This design comes from an exercise in tuning for small area and a short achievable clock period on the open sky130 flow, not from production work.
At most, simulation tests tie the RTL to the original design; equivalence was not proved.
Not every run is shown, and edits may drop behaviour that the tests do not exercise.
The RTL of run 2 was laid out without a check of its function.

==> flow/design.v <==
module multiplier #(parameter width_p="inv")
  ( input      [width_p-1:0] a_i
  , input      [width_p-1:0] b_i
  , output [(2*width_p)-1:0] c_o
  );
  assign c_o = a_i * b_i;
endmodule
module chip_top
  ( input          clk_i
  , input          reset_i
  , input          v_i
  , input  [31:0]  a_i
  , input  [31:0]  b_i
  , output         v_o
  , output [63:0]  c_o
  );
  reg        v_r, v_o_r;
  reg [31:0] a_r, b_r;
  reg [63:0] c_r;
  wire [63:0] c_n;
  multiplier #(.width_p(32)) MULT
    (.a_i(a_r)
    ,.b_i(b_r)
    ,.c_o(c_n)
    );
  always @(posedge clk_i) begin
    if (reset_i) begin
      v_r   <= 1'b0;
      v_o_r <= 1'b0;
    end else begin
      v_r   <= v_i;
      v_o_r <= v_r;
    end
    a_r <= a_i;
    b_r <= b_i;
    c_r <= c_n;
  end
  assign v_o = v_o_r;
  assign c_o = c_r;
endmodule
==> flow/config.mk <==
export PLATFORM = sky130hd
export DESIGN_NAME = chip_top
export DESIGN_NICKNAME = chip_top
export VERILOG_FILES = /design/flow/design.v
export SDC_FILE = /design/flow/constraint.sdc
export NUM_CORES = 4
export LEC_CHECK = 0
export CAP_MARGIN = 20
export CORE_MARGIN = 2
export CORE_UTILIZATION = 40
export SLEW_MARGIN = 20
==> flow/constraint.sdc <==
create_clock -name core_clock -period 7.5 [get_ports {clk_i}]
set_input_delay 1.5000 -clock core_clock [delete_from_list [all_inputs] [get_ports {clk_i}]]
set_output_delay 1.5000 -clock core_clock [all_outputs]
set_load 0.01 [all_outputs]
==> flow/run.sh <==
#!/bin/bash
# synth_recipe.tcl (not shown) runs the flow's synth.tcl, then flattens the netlist and writes it again
# the make line also repeats each setting of config.mk as NAME=value (left out here)
make -C /OpenROAD-flow-scripts/flow DESIGN_CONFIG=/design/flow/config.mk WORK_HOME=/design/flow/orfs CLKGATE_MAP_FILE= SYNTH_SCRIPT=/design/flow/synth_recipe.tcl finish
==> run_1/ff_map.png <==
Scale: 1.5 px per micron. Other sequential cells in the stronger grey, the rest of the logic in the fainter grey.
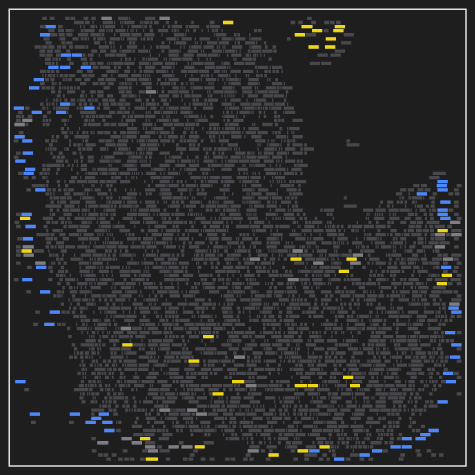
| colour | netlist name | placed flops |
|---|---|---|
| blue | `c_r` | 64 |
| yellow | `b_r` | 32 |

==> run_1/layers.png <==
Scale: 2 px per micron. Only two layers are drawn.
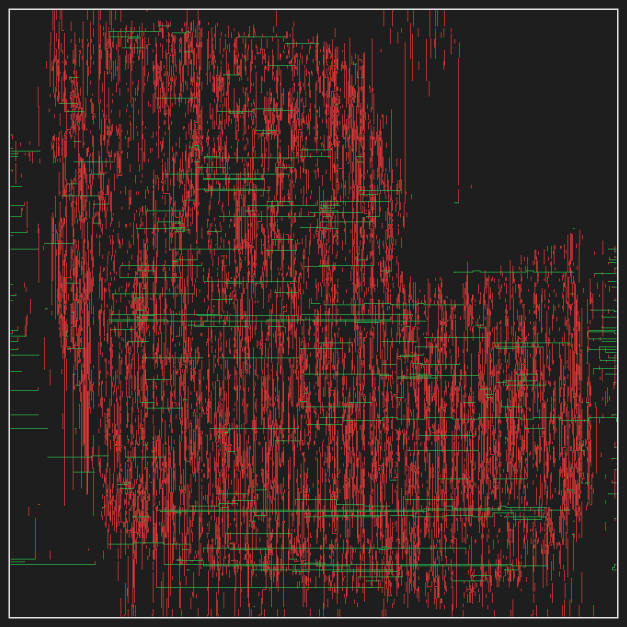
| colour | layer | wire length |
|---|---|---|
| green | M3 | 4,990 microns |
| red | M2 | 45.7 mm |

==> run_1/clock_nets.png <==
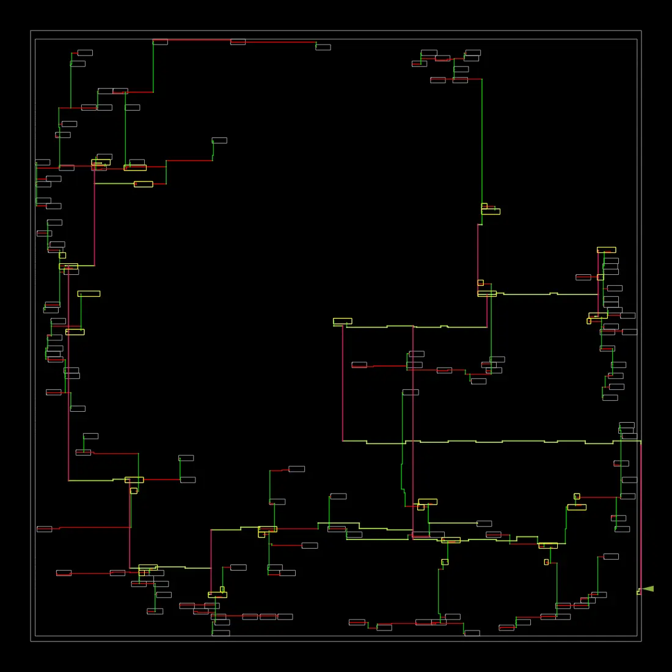
Num CTS Buffers: 17
Seq Cell Count: 130
Worst Clk Skew: 37.2 ps

## run 1: layer usage
layer / track usage (%) / vias up
met2: 36.4 / 566
met4: 6.38 / 0
li1: - / 11628
met3: 3.52 / 102
met1: 32.2 / 13444
met5: 0 / -
## run 1: critical path, stage by stage, from the launching register on
cell,delay (ps)
dfxtp_1,330
buf_12,150
buf_6,140
and2_1,150
fa_1,510
fa_1,540
inv_1,50
fa_1,490
fa_1,520
inv_1,60
fa_1,620
fa_1,460
fa_1,530
fa_1,450
ha_4,310
buf_4,110
buf_4,120
nand2_1,100
or4_1,570
o41ai_4,350
nand2_4,150
o41ai_4,370
xor2_1,170
## run 1: cells in the mapped netlist, types with 2 or more instances
master / number
o21bai_1: 13
nor2b_1: 4
or4_1: 2
nand3_1: 12
o2111ai_1: 2
a21o_1: 29
o21ai_0: 37
a21boi_0: 3
a31o_2: 2
nor3_1: 10
o221ai_1: 2
o41ai_1: 4
nor4_1: 2
o211ai_1: 5
a221oi_1: 2
o221a_2: 2
and4_1: 2
and3_1: 6
nor2_1: 32
dfxtp_1: 130
or3_1: 4
o211a_1: 3
xnor2_1: 41
o31ai_1: 3
ha_1: 263
inv_1: 873
a211oi_1: 4
a31oi_1: 10
o21ai_1: 3
o21a_1: 10
nand2_1: 471
a22oi_1: 2
fa_1: 896
nor3b_1: 2
xor2_1: 21
clkbuf_1: 218
nand4_1: 22
a21oi_1: 67
and2_1: 599
## run 1: timing repair
item                                    4_1_cts  5_1_grt
pin swaps                                     4       23
setup buffers                                 1        7
resized for setup                            22       89
endpoints found under the setup margin       20       28
## run 1: stage by stage
step | hold WS (ps) | worst slack, ps | cells | util, %
2_1_floorplan | 414 | 420 | 3824 | -
3_3_place_gp | 420 | -321 | 5238 | 46.2
4_1_cts | 461 | 1.84 | 5271 | 46.9
5_1_grt | 480 | -31.7 | 5277 | 47.5
6_report | 453 | 195 | 5277 | 47.5
3_5_place_dp | 442 | -302 | 5238 | 46.2
## run 1: area by class of cell
class / count / area [sq um]
fill: 8504 / 46500
multi-input combinational: 2603 / 29600
timing repair buffer: 474 / 4520
inverter: 873 / 3280
sequential: 130 / 2630
tap: 1165 / 1460
clock buffer: 17 / 425
clock inverter: 15 / 158
## run 1: state kept, by name, indices dropped and copies added, names as in the netlist
signal / cells
c_r: 64
v_r: 1
b_r: 32
v_o_r: 1
a_r: 32
## run 1: kinds of logic after synthesis
kind of cell,after synthesis
fa+ha+maj,1159
buf+inv,1091
flops,130
simple gates,1170
compound gates,212
xor+xnor,62
## run 1: worst paths after layout
path / startpoint / slack [ps] / cells after the start / endpoint
worst max register to register: b_r[8]$_DFF_P_ / 200 / 22 / c_r[52]$_DFF_P_
worst max-delay path: b_r[8]$_DFF_P_ / 200 / 22 / c_r[52]$_DFF_P_
worst min-delay path: v_r$_SDFF_PP0_ / 450 / 1 / v_o_r$_SDFF_PP0_
worst min register to register: v_r$_SDFF_PP0_ / 450 / 1 / v_o_r$_SDFF_PP0_
==> results.sh, run 1 <==
export IMPL_status="no timing/DRC/antenna violations"
export IMPL_wl_microns=97900
export IMPL_drc=0
export IMPL_clk_latency_ps=530
export IMPL_final_common_cell="fa_1"
export IMPL_synth_xor_area_share_pct=1.51
export IMPL_ctsHoldBuffers=0
export IMPL_wl_met3_microns=4990
export IMPL_ant_nets=0
export IMPL_netlist_area_leader_share_pct=50.0
export IMPL_rows=109
export IMPL_synth_fa_ha_area_share_pct=59.2
export IMPL_antenna_found_initial=1
export IMPL_start_util_pct=40.5
export IMPL_relSlewSlack_pct=45.0
export IMPL_synth_edf_count=0
export IMPL_met2_wirelength_microns=45700
export IMPL_synthFlopType="dfxtp_1"
export IMPL_drtIter0Drc=1294
export IMPL_cp_required_ps=7970
export IMPL_core_region_area_sq_um=88600
export IMPL_critPathLaunchType="flip-flop"
export IMPL_drtPass1Iterations=5
export IMPL_synth_seq_cells=130
export IMPL_period_share_pct=97.4
export IMPL_dieWidth_microns=303
export IMPL_ios=132
export IMPL_hpwl_microns=85100
export IMPL_worst_path_max_fanout=13
export IMPL_layout_common_cells="890 x fa_1, 873 x inv_1, 598 x and2_1"
export IMPL_drive_gt1_share_pct=11.1
export IMPL_final_area_sq_um=42100
export IMPL_hold_violations=0
export IMPL_end_kind="flip-flop"
export IMPL_netlist_instances=3824
export IMPL_gp_congestion=0.877
export IMPL_cts_tree="yes"
export IMPL_synthSimpleGateAreaFrac_pct=16.8
export IMPL_vias=25740
export IMPL_dieArea_sq_um=92100
export IMPL_rsz0062_at_grt="true"
export IMPL_routed_top_layer="met4"
export IMPL_period_needed_ps=7300
export IMPL_die_h_microns=303
export IMPL_grt_max_degree=33
export IMPL_syn_nets=5050
export IMPL_setup_violations=0
export IMPL_wire_per_inst_microns=18.6
export IMPL_setup_tns_ps=0
export IMPL_crit_type="flip-flop to flip-flop"
export IMPL_clock_sinks=130
export IMPL_area_delta_synth_final_pct=17.4
export IMPL_grt_util_all_layers_pct=22.7
export IMPL_grt_pass1_wl_microns=160000
export IMPL_hold_class="flip-flop to flip-flop"
export IMPL_viasPerCell=4.88
export IMPL_synth_top_family_by_area="adder cells"
export IMPL_cap_viol_max_count=0
export IMPL_synth_top_cell_by_area="fa_1"
export IMPL_wl_met1_microns=44800
export IMPL_ys_seq_area_share_pct=7.26
export IMPL_nets=5325
export IMPL_overflow=0
export IMPL_max_clock_freq_mhz=137
export IMPL_synth_area_sq_um=35900
export IMPL_ys_types=50
export IMPL_maxSlewViolCount=0
export IMPL_clk_pin_slew_ps=80
export IMPL_antenna_cells=0
export IMPL_synth_async_reset_ratio_pct=0
export IMPL_clockBufferDepth=2
export IMPL_root_buffer="clkbuf_16"
export IMPL_ys_warnings_count=1
export IMPL_grt_pass1_vias=28257
export IMPL_htreeDepth=4
export IMPL_synth_compound_area_share_pct=3.79
export IMPL_postPlaceCellArea_sq_um=40900
export IMPL_io_buffers=131
export IMPL_tightest_slew_ps=825
export IMPL_postSynthAreaPerCell_sq_um=9.38
export IMPL_synthTopCellsByArea="fa_1 50%, and2_1 10%, ha_1 9.2%"
export IMPL_cp_arrival_ps=7770
export IMPL_synthMuxAreaShare_pct=0
--- run 2: outline of the changes from run 1 ---
flow/design.v: 40 -> 5796 lines; modules unchanged: 0
  chip_top: edited, 33 -> 5796 lines
  removed: multiplier
==> run_2/clock_nets.png <==
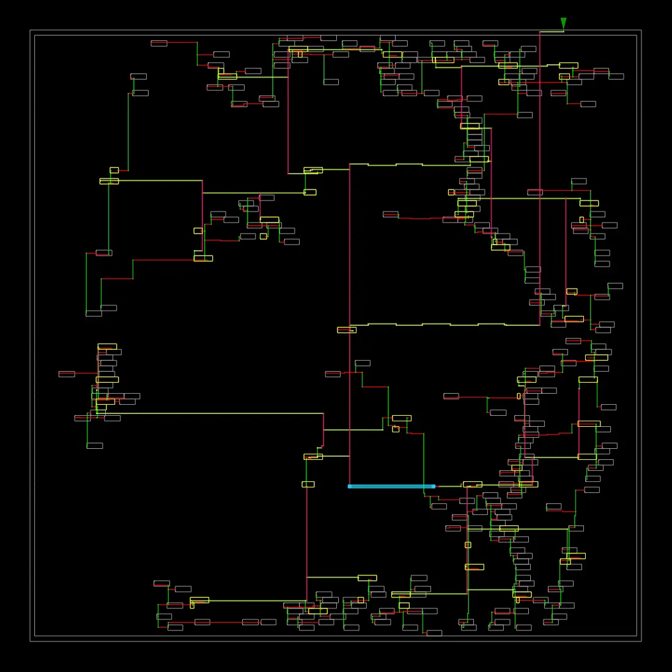
Worst Clk Skew: 26.2 ps
CTS sink count: 256

==> run_2/congestion_map.png <==
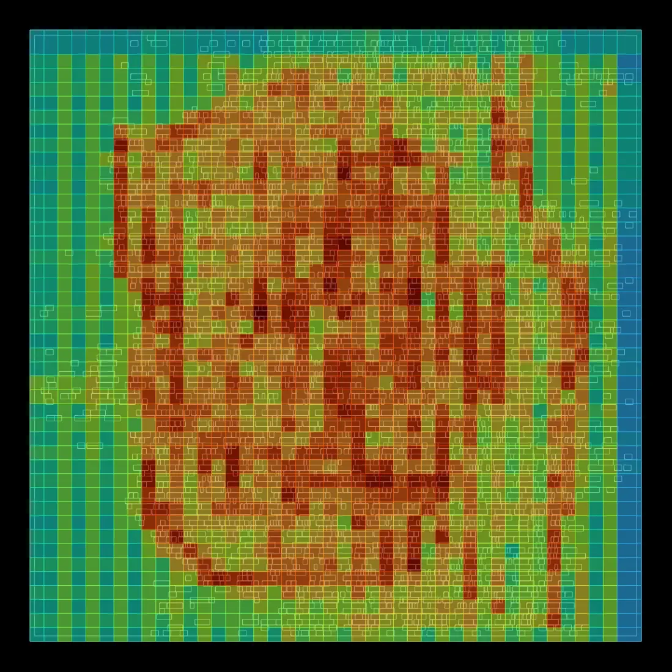
DR WL/cell: 24.4 microns
Total GRT Usage: 25.2%
grt met1 use: 35.1%

==> run_2/m2.png <==
Scale: 2 px per micron.
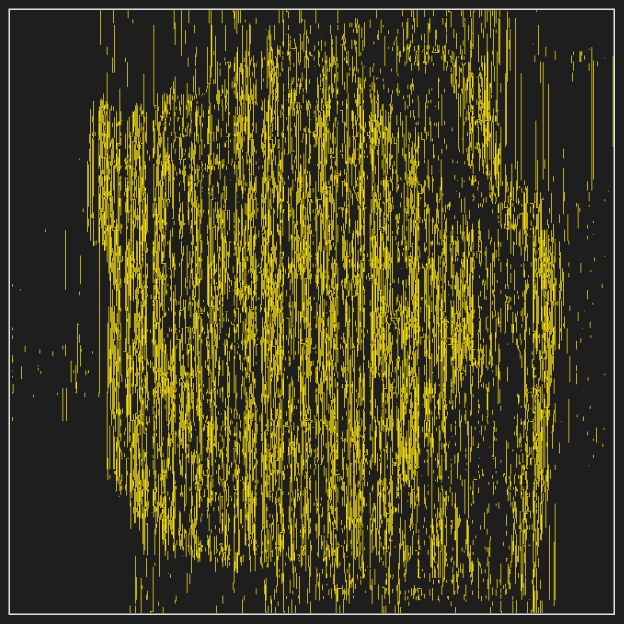
longest straight run: 89.1 microns
wire length on this layer: 48.7 mm
share of all routed wire: 44%
main direction: vertical
nets with wire on the layer: 3,724

==> results.sh, run 2 <==
export IMPL_cts_tree="yes"
export IMPL_gp_congestion=0.909
export IMPL_synthSimpleGateAreaFrac_pct=19.4
export IMPL_synth_top_cell_by_area="fa_1"
export IMPL_hold_violations=0
export IMPL_setup_tns_ps=0
export IMPL_netlist_instances=3322
export IMPL_ys_types=53
export IMPL_syn_nets=4382
export IMPL_placedCellCount=4443
export IMPL_cp_cell_sequence="and2_1 > fa_1 > fa_1 > fa_1 > fa_1 > fa_1 > fa_1 > inv_1 > fa_1 > inv_1 > fa_1"
export IMPL_grt_pass1_wl_microns=168000
export IMPL_htreeDepth=2
export IMPL_overflow=0
export IMPL_largest_register="c_r"
export IMPL_top_regs="c_r: 64 flops, fx_r: 63 flops, fy_r: 62 flops"
export IMPL_synth_fa_ha_area_share_pct=54.1
export IMPL_synthTopCellsByArea="fa_1 51%, and2_1 17%, dfxtp_1 14%"
export IMPL_top_usage_layer="met2"
export IMPL_cts_setup_buffers=0
export IMPL_critPathLaunchType="flip-flop"
export IMPL_hold_worst_slack_ps=330
export IMPL_setup_violations=0
export IMPL_ys_seq_area_share_pct=14.4
export IMPL_start_util_pct=40.3
export IMPL_tightest_slew_ps=1250
export IMPL_cp_required_ps=7950
export IMPL_synth_edf_count=0
export IMPL_rows=109
export IMPL_status="no timing/DRC/antenna violations"
export IMPL_drive_gt1_share_pct=4.88
export IMPL_slowest_delay_ps=1140
export IMPL_largest_reg_flops=64
export IMPL_ios=132
export IMPL_clk_latency_ps=590
export IMPL_rsz0062_at_grt="false"
export IMPL_grt_max_degree=33
export IMPL_synthFlopType="dfxtp_1"
export IMPL_core_region_area_sq_um=88100
export IMPL_relSlewSlack_pct=16.6
export IMPL_ys_warnings_count=1
export IMPL_synthMuxAreaShare_pct=0
export IMPL_whs_path_depth=0
export IMPL_drtPass1Iterations=5
export IMPL_synth_compound_area_share_pct=3.80
export IMPL_crit_top_cell="fa_1"
export IMPL_synth_async_reset_ratio_pct=0
export IMPL_ys_top_cells_by_count="937 x and2_1, 900 x fa_1, 428 x inv_1, 256 x dfxtp_1, 209 x clkbuf_1"
export IMPL_synth_top_family_by_area="adder cells"
export IMPL_end_kind="flip-flop"
export IMPL_fillCellCount=8411
export IMPL_maxSlewViolCount=0
export IMPL_vias=23587
export IMPL_r2r_start="a_r[14]$_DFF_P_"
export IMPL_postSynthAreaPerCell_sq_um=10.7
export IMPL_final_common_cell="and2_1"
export IMPL_period_share_pct=75.0
export IMPL_period_needed_ps=5620
export IMPL_dieArea_sq_um=91100
export IMPL_ctsHoldBuffers=0
export IMPL_r2r_slack_ps=1880
export IMPL_setup_worst_path_end="fy_r[32]$_DFF_P_"
export IMPL_crit_start="a_r[14]$_DFF_P_"
export IMPL_cp_arrival_ps=6070
export IMPL_dieWidth_microns=302
export IMPL_instances_no_fill=4506
export IMPL_synth_most_common_cell="and2_1"
export IMPL_slowest_stage="dfxtp_1"
export IMPL_viasPerCell=5.23
==> run 2: final cells by class <==
cell class | count | area, sq um | share of cell area, %
Inverter | 428 | 1610 | 4.12
Clock buffer | 45 | 983 | 2.52
Tap cell | 1165 | 1460 | 3.74
Sequential cell | 256 | 5190 | 13.3
Timing Repair Buffer | 170 | 1600 | 4.11
Clock inverter | 17 | 213 | 0.546
Multi-Input combinational cell | 2424 | 27900 | 71.6
Antenna cell | 1 | 2.50 | 0.00642
==> run 2: critical path: cells and delay by family, from the launching register on <==
family                   cells  cell delay, ps
adder cells (fa/ha/maj)      8            3960
flip-flops                   1            1140
AND/OR/NAND/NOR              1             270
buffers and inverters        2             100
==> run 2: metal layers <==
layer  up-vias  wire length, microns
li1       9792                     -
met2      1122                 48700
met1     12472                 46100
met3       197                 12400
met5         -                    51
met4         4                  2980
==> run 2: worst min path at each step <==
stage	to	slack (ps)
final	c_r[0]$_DFF_P_	330
after global routing	c_r[0]$_DFF_P_	340
after CTS	c_r[0]$_DFF_P_	330
after detailed placement	c_r[0]$_DFF_P_	320
after global placement	c_r[0]$_DFF_P_	310
after floorplan	c_r[0]$_DFF_P_	310
==> run 2: per-stage QoR <==
step	worst slack, ps	util (%)	instance area, sq um
3_5_place_dp	1970	42.9	37800
5_1_grt	1790	44.2	39000
2_1_floorplan	2750	-	35500
6_report	1880	44.3	39000
3_3_place_gp	1870	42.9	37800
4_1_cts	1950	44.2	39000
==> run 2: cells by family (layout without fill, tap and decap cells) <==
group                    count (synthesis)  in the layout
XOR/XNOR                                60             60
flip-flops                             256            256
AO/OA/AOI/OAI                          203            203
buffers and inverters                  642            660
AND/OR/NAND/NOR                       1168           1168
other                                    0              1
adder cells (fa/ha/maj)                993            993

## static timing again, ports no longer ideal
The flow's constraints put no driver on any port. The routed layouts listed below were extracted and timed again, unchanged, in two steps. Step 1 (the two cells are an assumption about what drives the block):
set clk [get_ports {clk_i}]
set_driving_cell -lib_cell sky130_fd_sc_hd__clkbuf_16 $clk
set_driving_cell -lib_cell sky130_fd_sc_hd__buf_2 [delete_from_list [all_inputs] $clk]
Step 2 times the ports against the registers' clock, not the clock port: input delays grow and output delays shrink by t, the midpoint of the rising clock arrivals with the driver on. a / b / c = ideal / step 1 / step 2; a / b = the first two.
| run | t (ns) | setup WS [ns] | latest minus earliest clock arrival (ns) | worst slew at a driven data input, ns |
|---|---|---|---|---|
| run 1 | 0.587 | 0.195 / 0.195 / 0.195 | 0.045 / 0.045 | 0.05 |
| run 2 | 0.637 | 1.878 / 1.878 / 1.878 | 0.026 / 0.026 | 0.05 |
After both steps every run listed still meets setup and hold.
